Background: an optimization exercise with open tools, aiming at small area and a short achievable clock period. Do not read the settings as production practice.
Only simulation tests tie the RTL to the original design; equivalence was not proved.
Not every run is shown, and edits may drop behaviour that the tests do not exercise.

`flow/run.sh`:
```
#!/bin/bash
# synth_recipe.tcl (not shown) runs the flow's synth.tcl, then flattens the netlist and writes it again
# the make line also repeats each setting of config.mk as NAME=value (left out here)
make -C /OpenROAD-flow-scripts/flow DESIGN_CONFIG=/design/flow/config.mk WORK_HOME=/design/flow/orfs CLKGATE_MAP_FILE= SYNTH_SCRIPT=/design/flow/synth_recipe.tcl finish
```
`flow/config.mk`:
```
export PLATFORM = sky130hd
export DESIGN_NAME = fir
export DESIGN_NICKNAME = fir
export VERILOG_FILES = /design/flow/design.v
export SDC_FILE = /design/flow/constraint.sdc
export NUM_CORES = 4
export LEC_CHECK = 0
export CAP_MARGIN = 20
export CORE_MARGIN = 2
export CORE_UTILIZATION = 40
export PLACE_DENSITY = 0.6
export SLEW_MARGIN = 20
```
`flow/constraint.sdc`:
```
create_clock -name core_clock -period 20.0 [get_ports {clk}]
set_input_delay 4.0000 -clock core_clock [delete_from_list [all_inputs] [get_ports {clk}]]
set_output_delay 4.0000 -clock core_clock [all_outputs]
set_load 0.01 [all_outputs]
```
`flow/design.v`:
```
module adder(a,b,sum);
input [63:0]a,b;
output [63:0]sum;
assign sum=a+b;
endmodule
module subtractor(a,b,diff);
input [63:0]a,b;
output [63:0]diff;
assign diff=a-b;
endmodule
module shifter(in,r,out);
input [31:0]in;
input [4:0]r;
output [63:0]out;
assign out=({32'b0,in})<<r;
endmodule
module sign_det(A,B,As,Bs,Sa,Sb);
input [31:0]A,B;
output [31:0]As,Bs;
output Sa,Sb;
assign {Sa,As}=A[31]?{1'b1,(~A+1'b1)}:{1'b0,A};
assign {Sb,Bs}=B[31]?{1'b1,(~B+1'b1)}:{1'b0,B};
endmodule
module sign_set(rst,prod,As,Bs,Sa,Sb,p);
input rst;
input [63:0]prod;
input [31:0]As,Bs; 
input Sa,Sb;
output reg [63:0]p;
reg [63:0]out;
always@(*)
begin
if(rst)
begin
out=64'b0;
p=64'b0;
end
else
begin                                                                                                                                                                                                                                                                                                                                                                                                                                            p=As*Bs;
case ({Sa,Sb})
2'b00:out=prod;
2'b01:out=~prod+1'b1;
2'b10:out=~prod+1'b1;
2'b11:out=prod; 
endcase
end
end
endmodule
module rounding(clk,rst,in,count,power);
  input clk,rst;
  input [31:0]in;
  output reg [4:0]count;
  output [31:0]power;
  assign power=2**count;
  always@(posedge clk)
  begin
    if(rst)
      count=5'd0;
		else if(in[31]==1)
      count=5'd31;
      else if(in[30]==1)
      count=5'd30;
      else if(in[29]==1)
      count=5'd29;
      else if(in[28]==1)
      count=5'd28;
      else if(in[27]==1)
      count=5'd27;
      else if(in[26]==1)
      count=5'd26;
      else if(in[25]==1)
      count=5'd25;
      else if(in[24]==1)
      count=5'd24;
		else if(in[23]==1)
      count=5'd23;
      else if(in[22]==1)
      count=5'd22;
      else if(in[21]==1)
      count=5'd21;
      else if(in[20]==1)
      count=5'd20;
      else if(in[19]==1)
      count=5'd19;
      else if(in[18]==1)
      count=5'd18;
      else if(in[17]==1)
      count=5'd17;
      else if(in[16]==1)
      count=5'd16;
		else if(in[15]==1)
      count=5'd15;
      else if(in[14]==1)
      count=5'd14;
      else if(in[13]==1)
      count=5'd13;
      else if(in[12]==1)
      count=5'd12;
      else if(in[11]==1)
      count=5'd11;
      else if(in[10]==1)
      count=5'd10;
      else if(in[9]==1)
      count=5'd9;
      else if(in[8]==1)
      count=5'd8;
      else if(in[7]==1)
      count=5'd7;
      else if(in[6]==1)
      count=5'd6;
      else if(in[5]==1)
      count=5'd5;
      else if(in[4]==1)
      count=5'd4;
      else if(in[3]==1)
      count=5'd3;
      else if(in[2]==1)
      count=5'd2;
      else if(in[1]==1)
      count=5'd1;
      else if(in[0]==1)
      count=5'd0;
    end
  endmodule
module dff64(d,clk,q,rst);
  input [63:0]d;
  input clk,rst;
  output reg [63:0]q;
  always@(posedge clk)
begin
  if(rst)
    q<=64'b0;
  else
    q<=d;
  end
endmodule
module RoBA_mul(clk,rst,A,B,Final_Out);
input clk,rst;
input [31:0]A,B;
output [63:0]Final_Out;
wire [4:0]r1,r2;
wire [31:0]As,Bs,Ar,Br;
wire [63:0]BrA,BrAr,ArB,a1,prod;
sign_det sd(A,B,As,Bs,Sa,Sb);
rounding m1(clk,rst,As,r1,Ar);
rounding m2(clk,rst,Bs,r2,Br);
shifter m3(As,r2,BrA);
shifter m4(Ar,r2,BrAr);
shifter m5(Bs,r1,ArB);
adder m6(BrA,ArB,a1);
subtractor m7(a1,BrAr,prod);
sign_set ss(rst,prod,As,Bs,Sa,Sb,Final_Out);
endmodule
module fir(clk,rst,x,y,h0,h1,h2,h3);
  input [31:0]x,h0,h1,h2,h3;
  output [63:0]y;
  input clk,rst;
  wire [63:0]w1,w2,w3,w4,q1,s1,q2,s2,q3,q4,q5,q6,q7,q8,q9;
RoBA_mul m1(clk,rst,x,h0,w1); 
dff64 b1(w1,clk,q1,rst);
dff64 b2({32'b0000,x},clk,q2,rst);
dff64 b3(q2,clk,q3,rst);
RoBA_mul m2(clk,rst,q3[31:0],h1,w2); 
assign s1=q1+w2;
dff64 b4(s1,clk,q4,rst);
dff64 b5(q3,clk,q5,rst);
dff64 b6(q5,clk,q6,rst);
RoBA_mul m3(clk,rst,q6[31:0],h2,w3); 
assign s2=q4+w3;
dff64 b7(s2,clk,q7,rst);
dff64 b8(q6,clk,q8,rst);
dff64 b9(q8,clk,q9,rst);
RoBA_mul m4(clk,rst,q9[31:0],h3,w4); 
assign y=q7+w4;
endmodule 
```
Figure 1. Zoomed window (run 1).
Window x 451 to 491, y 137 to 177 um. Cells in grey, sequential cells in the stronger grey; small squares are vias.
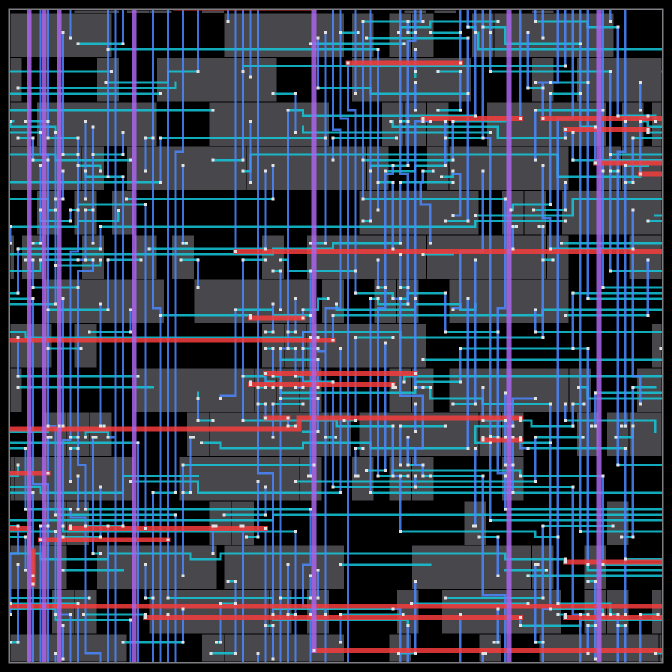
layer	colour
met2	blue
met3	red
met1	cyan
met4	purple
most frequent	fa_1 (35), inv_1 (33), nor2_1 (22)
cells with their middle in the window	105
sequential cells in the window	0

Figure 2. Wires at chosen ports, followed through buffers (run 1).
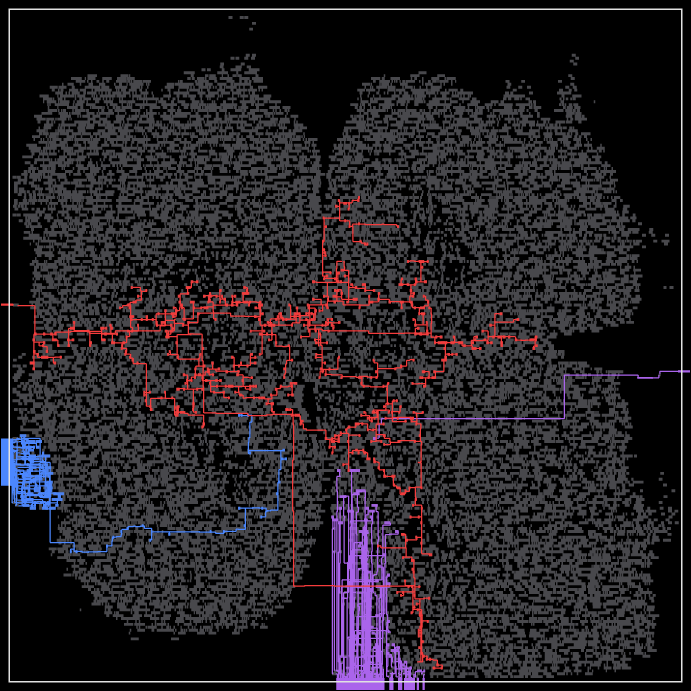
port	colour	bits	direction	edge	end cells	buffers	wire
y	purple	64	output	63 south, 1 east	64	97	7100 um
rst	red	1	input	west	614	9	5650 um
h0	blue	32	input	west	111	34	2140 um

==> reports/metrics.cfg, run 1 <==
[outcome]
outcome = no timing/DRC/antenna violations

[setup_path]
cp-start-kind = primary input
end_kind = output pin
critPathMaxStageDelay_ns = 0.61
reg2reg_depth = 41
path_depth = 49

[global_routing]
use_met1_pct = 36.4
grt_max_degree = 149
antenna_found_initial = 17

[routing]
detail-route-antenna-nets = 0
finalWirelength_um = 546000
wl_met3_um = 49500

[logic_synthesis]
yosysMostFrequentCell = inv_1
synth_edf_count = 0
synth_top_area_share_pct = 46.0
syn-instance-count = 18300
yosys.area_share.simple_pct = 16.3

[min_path]
hold_start = b8.q[12]
worstHoldEndpoint = b9.q[12]
hold_path.class = register to register

[sta]
layout_setup_ws_ns = 0.372
hold_ws_ns = 0.427
setup_viol = 0
max_slew_margin_pct = 21.0
fin_crit_ns = 19.63

[layout]
design.seq.count = 384
final_common_cell = inv_1
areaGrowthSynthToFinish_pct = 10.7
fin_util_pct = 44.4
fin_area_mm2 = 0.173
seq-cell-share_pct = 4.45
drive_above_1_share_pct = 7.59
bufAreaShareNonClock_pct = 5.35

[floorplanning]
std_cell_rows = 229
ios = 226
die_area_mm2 = 0.395

[clock_tree]
cts_buffers = 41
cts_sinks = 384
hold_buffers = 0
root_buffer = clkbuf_16
post-cts-setup-buffers = 3

[place]
io_buffers = 225
dp_hpwl_um = 447000
detailed_place.area_mm2 = 0.170
place_ws_ns = -0.685

Figure 3. Cell classes on the final placement (run 1).
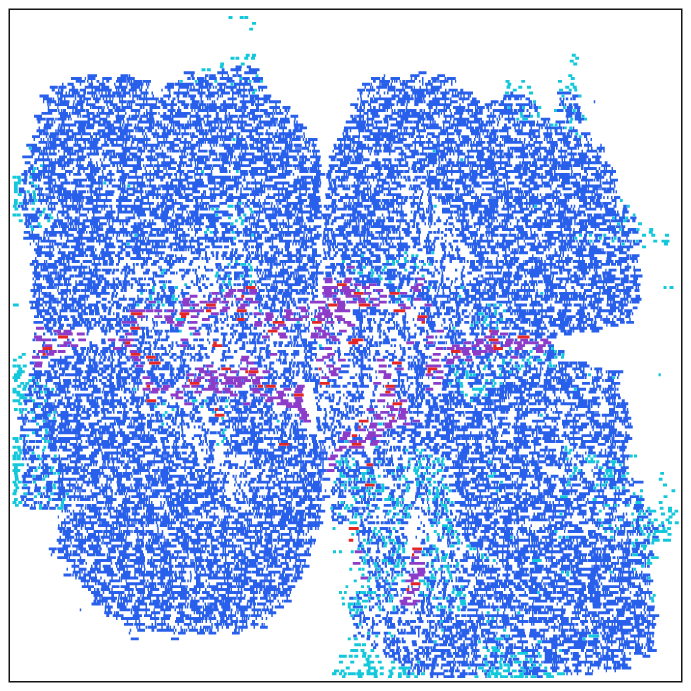
class	colour	cells
flip-flops	purple	384
clock drivers and dummy loads	red	73
other buffers and delay cells	cyan	1121
all other logic	blue	17051

Figure 4. Track usage over the die (run 1).
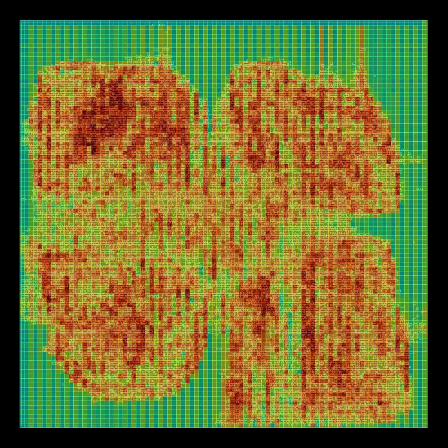

==> run 2: too many edits to list; what changed since run 1 <==
flow/design.v: 175 -> 6464 lines; modules unchanged: 8
  fir: edited, 22 -> 6258 lines
  fir_fa: new, 6 lines
  fir_ha: new, 6 lines
  fir_x2: new, 5 lines
  fir_xn2: new, 5 lines
  fir_inv: new, 5 lines
  fir_nand: new, 5 lines
  fir_nor: new, 5 lines
  fir_aoi: new, 5 lines
  fir_oai: new, 5 lines
  fir_pgn: new, 6 lines
==> module fir_inv as of run 2 <==
module fir_inv(a, y);
  input a;
  output y;
  assign y = ~a;
endmodule
==> module fir_nand as of run 2 <==
module fir_nand(a, b, y);
  input a, b;
  output y;
  assign y = ~(a & b);
endmodule
==> module fir_ha as of run 2 <==
module fir_ha(a, b, s, co);
  input a, b;
  output s, co;
  assign s = a ^ b;
  assign co = a & b;
endmodule
==> module fir_aoi as of run 2 <==
module fir_aoi(t, gl, gh, y);
  input t, gl, gh;
  output y;
  assign y = ~(gh | (t & gl));
endmodule
==> module fir_xn2 as of run 2 <==
module fir_xn2(a, b, y);
  input a, b;
  output y;
  assign y = ~(a ^ b);
endmodule
==> module fir_fa as of run 2 <==
module fir_fa(a, b, c, s, co);
  input a, b, c;
  output s, co;
  assign s = a ^ b ^ c;
  assign co = (a & b) | (a & c) | (b & c);
endmodule
==> module fir_x2 as of run 2 <==
module fir_x2(a, b, y);
  input a, b;
  output y;
  assign y = a ^ b;
endmodule
==> module fir_pgn as of run 2 <==
module fir_pgn(a, b, gn, tn);
  input a, b;
  output gn, tn;
  assign gn = ~(a & b);
  assign tn = ~(a | b);
endmodule
==> module fir_nor as of run 2 <==
module fir_nor(a, b, y);
  input a, b;
  output y;
  assign y = ~(a | b);
endmodule
==> module fir_oai as of run 2 <==
module fir_oai(t, gl, gh, y);
  input t, gl, gh;
  output y;
  assign y = ~(gh & (t | gl));
endmodule
--- a/flow/config.mk
+++ b/flow/config.mk
@@ -7,6 +7,10 @@
 export LEC_CHECK = 0
 export CAP_MARGIN = 20
+export CELL_PAD_IN_SITES_DETAIL_PLACEMENT = 2
+export CELL_PAD_IN_SITES_GLOBAL_PLACEMENT = 1
 export CORE_MARGIN = 2
-export CORE_UTILIZATION = 40
-export PLACE_DENSITY = 0.6
+export CORE_UTILIZATION = 30
+export PLACE_DENSITY = 0.38
+export SETUP_SLACK_MARGIN = 5
 export SLEW_MARGIN = 20
+export SYNTH_HIERARCHICAL = 1
Figure 5. Track usage over the die (run 2).
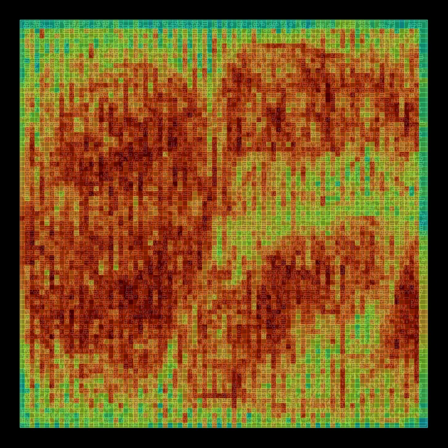
met2 usage: 63.4%
global router's overall resource usage: 41.2%
met3 Use GR: 9.69%
GRT Max-Usage Layer: met2
M1 GR Usage: 48.4%

Figure 6. Cell classes on the final placement (run 2).
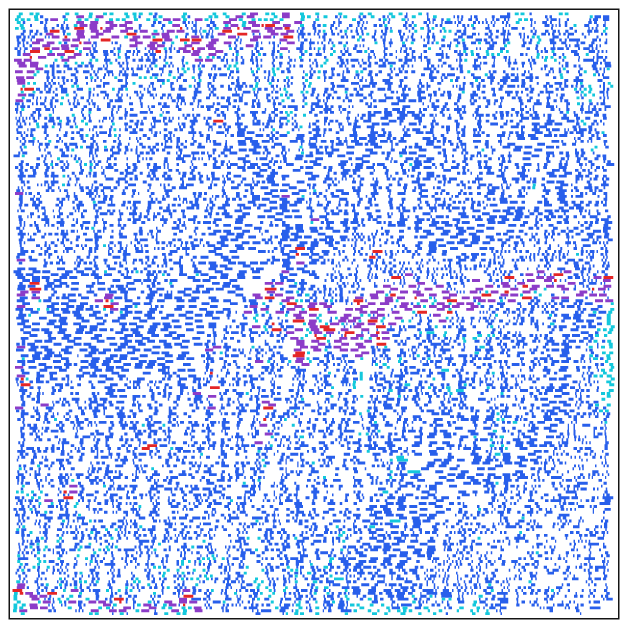
num rows: 208
Final Core Density: 34.0%
fraction of area in registers: 6.66%
Core Area: 0.320 mm2

Figure 7. Wires at chosen ports, followed through buffers (run 2).
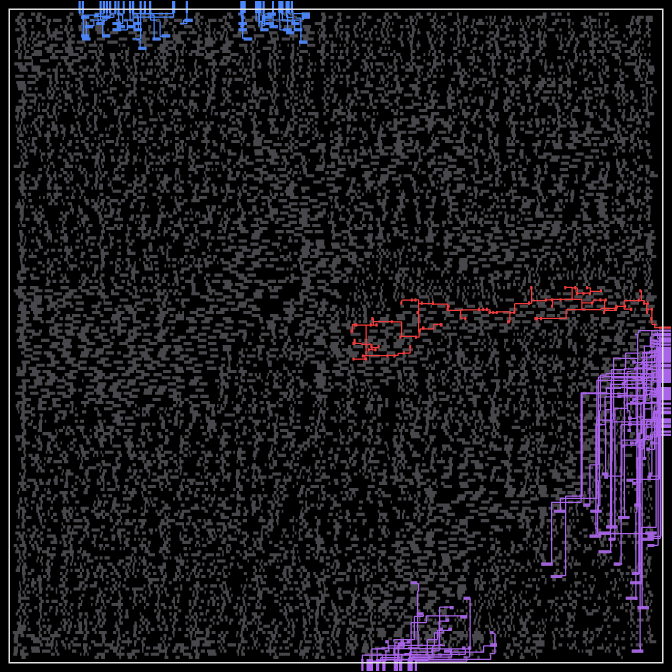
port	colour	bits	direction	edge	end cells	buffers	wire
rst	red	1	input	east	71	2	796 um
h0	blue	32	input	north	32	32	833 um
y	purple	64	output	47 east, 17 south	64	64	7220 um

==> reports/metrics.cfg, run 2 <==
[min_path]
hold_start = a5[13]
worstHoldEndpoint = a6[13]
hold_path.class = register to register

[place]
dp.cells = 14900
detailed_place.area_mm2 = 0.105
dp_hpwl_um = 509000
place_ws_ns = 3.30

[setup_path]
worstPathCellList = buf_4, inv_1, nand2_8, buf_16, bufbuf_16, nor2_1, and2_1, buf_4, a222oi_1, xnor2_1, fa_1, fa_1, fa_1, ha_1, nor2_1, nor2_2, nand2_1, nor2_1, nand2_1, o21ai_2, a21oi_4, xnor2_2, clkdlybuf4s50_1
path_depth = 23
cp-start-kind = primary input
critPathLaunch = rst
reg2reg_depth = 39
critPathMaxStageDelay_ns = 1.03
r2r-start = a2[5]
end_kind = output pin
path_buf_inv = 6

[sta]
max_slew_margin_pct = 15.7
hold_ws_ns = 0.281
skew_ns = 0.150
fin_crit_ns = 15.04
layout_setup_ws_ns = 4.96
setup_viol = 0

[layout]
bufAreaShareNonClock_pct = 6.37
drive_above_1_share_pct = 13.6
areaGrowthSynthToFinish_pct = 13.2
largest_reg_flops = 64
seq_area_mm2 = 0.00726
clock_cell_area_share_pct = 1.51
fin_area_mm2 = 0.109
final_common_cell = fa_1
design.seq.count = 358

[global_routing]
antenna_found_initial = 51
grt_max_degree = 77
overflow = 0

[routing]
topRoutingLayerUsed = met5
detail-route-antenna-nets = 0
finalWirelength_um = 692000
wl_met1_um = 251000
wire_per_inst_um = 46.1
wl_met3_um = 65700

[clock_tree]
cts_sinks = 358
cts_buffers = 48
ctsResizeCount = 354
post-cts-setup-buffers = 31
hold_buffers = 0

[outcome]
outcome = no timing/DRC/antenna violations

[floorplanning]
die_area_mm2 = 0.326
ios = 226

[logic_synthesis]
syn-instance-count = 11000

re-timing with driven ports:
How much do the figures lean on ideal ports? The routed layouts below were timed once more, with nothing changed but the port constraints.
Step 1 sets driving cells, clkbuf_16 on the clock port and buf_2 on the other inputs (assumed; they add their load-dependent delay and slew).
Step 2 also shifts input and output timing later by t, the mid clock arrival at the registers, as if the neighbouring blocks saw the same clock.
Three values: ideal, step 1, step 2; two values: the first two.
run | t, ns | setup WS [ns] | worst setup path at the end | clock arrival spread, ns | cell pins on the clock port's net
run 1 | 0.723 | 0.372 / 0.348 / 0.348 | input to output | 0.047 / 0.048 | 1
run 2 | 0.820 | 4.955 / 4.929 / 4.929 | input to output | 0.152 / 0.152 | 1
After both steps setup and hold are still met in every run listed. For run 2, which loses most, drivers alone change the setup slack by -0.026 ns; drivers and shift together by -0.026 ns.
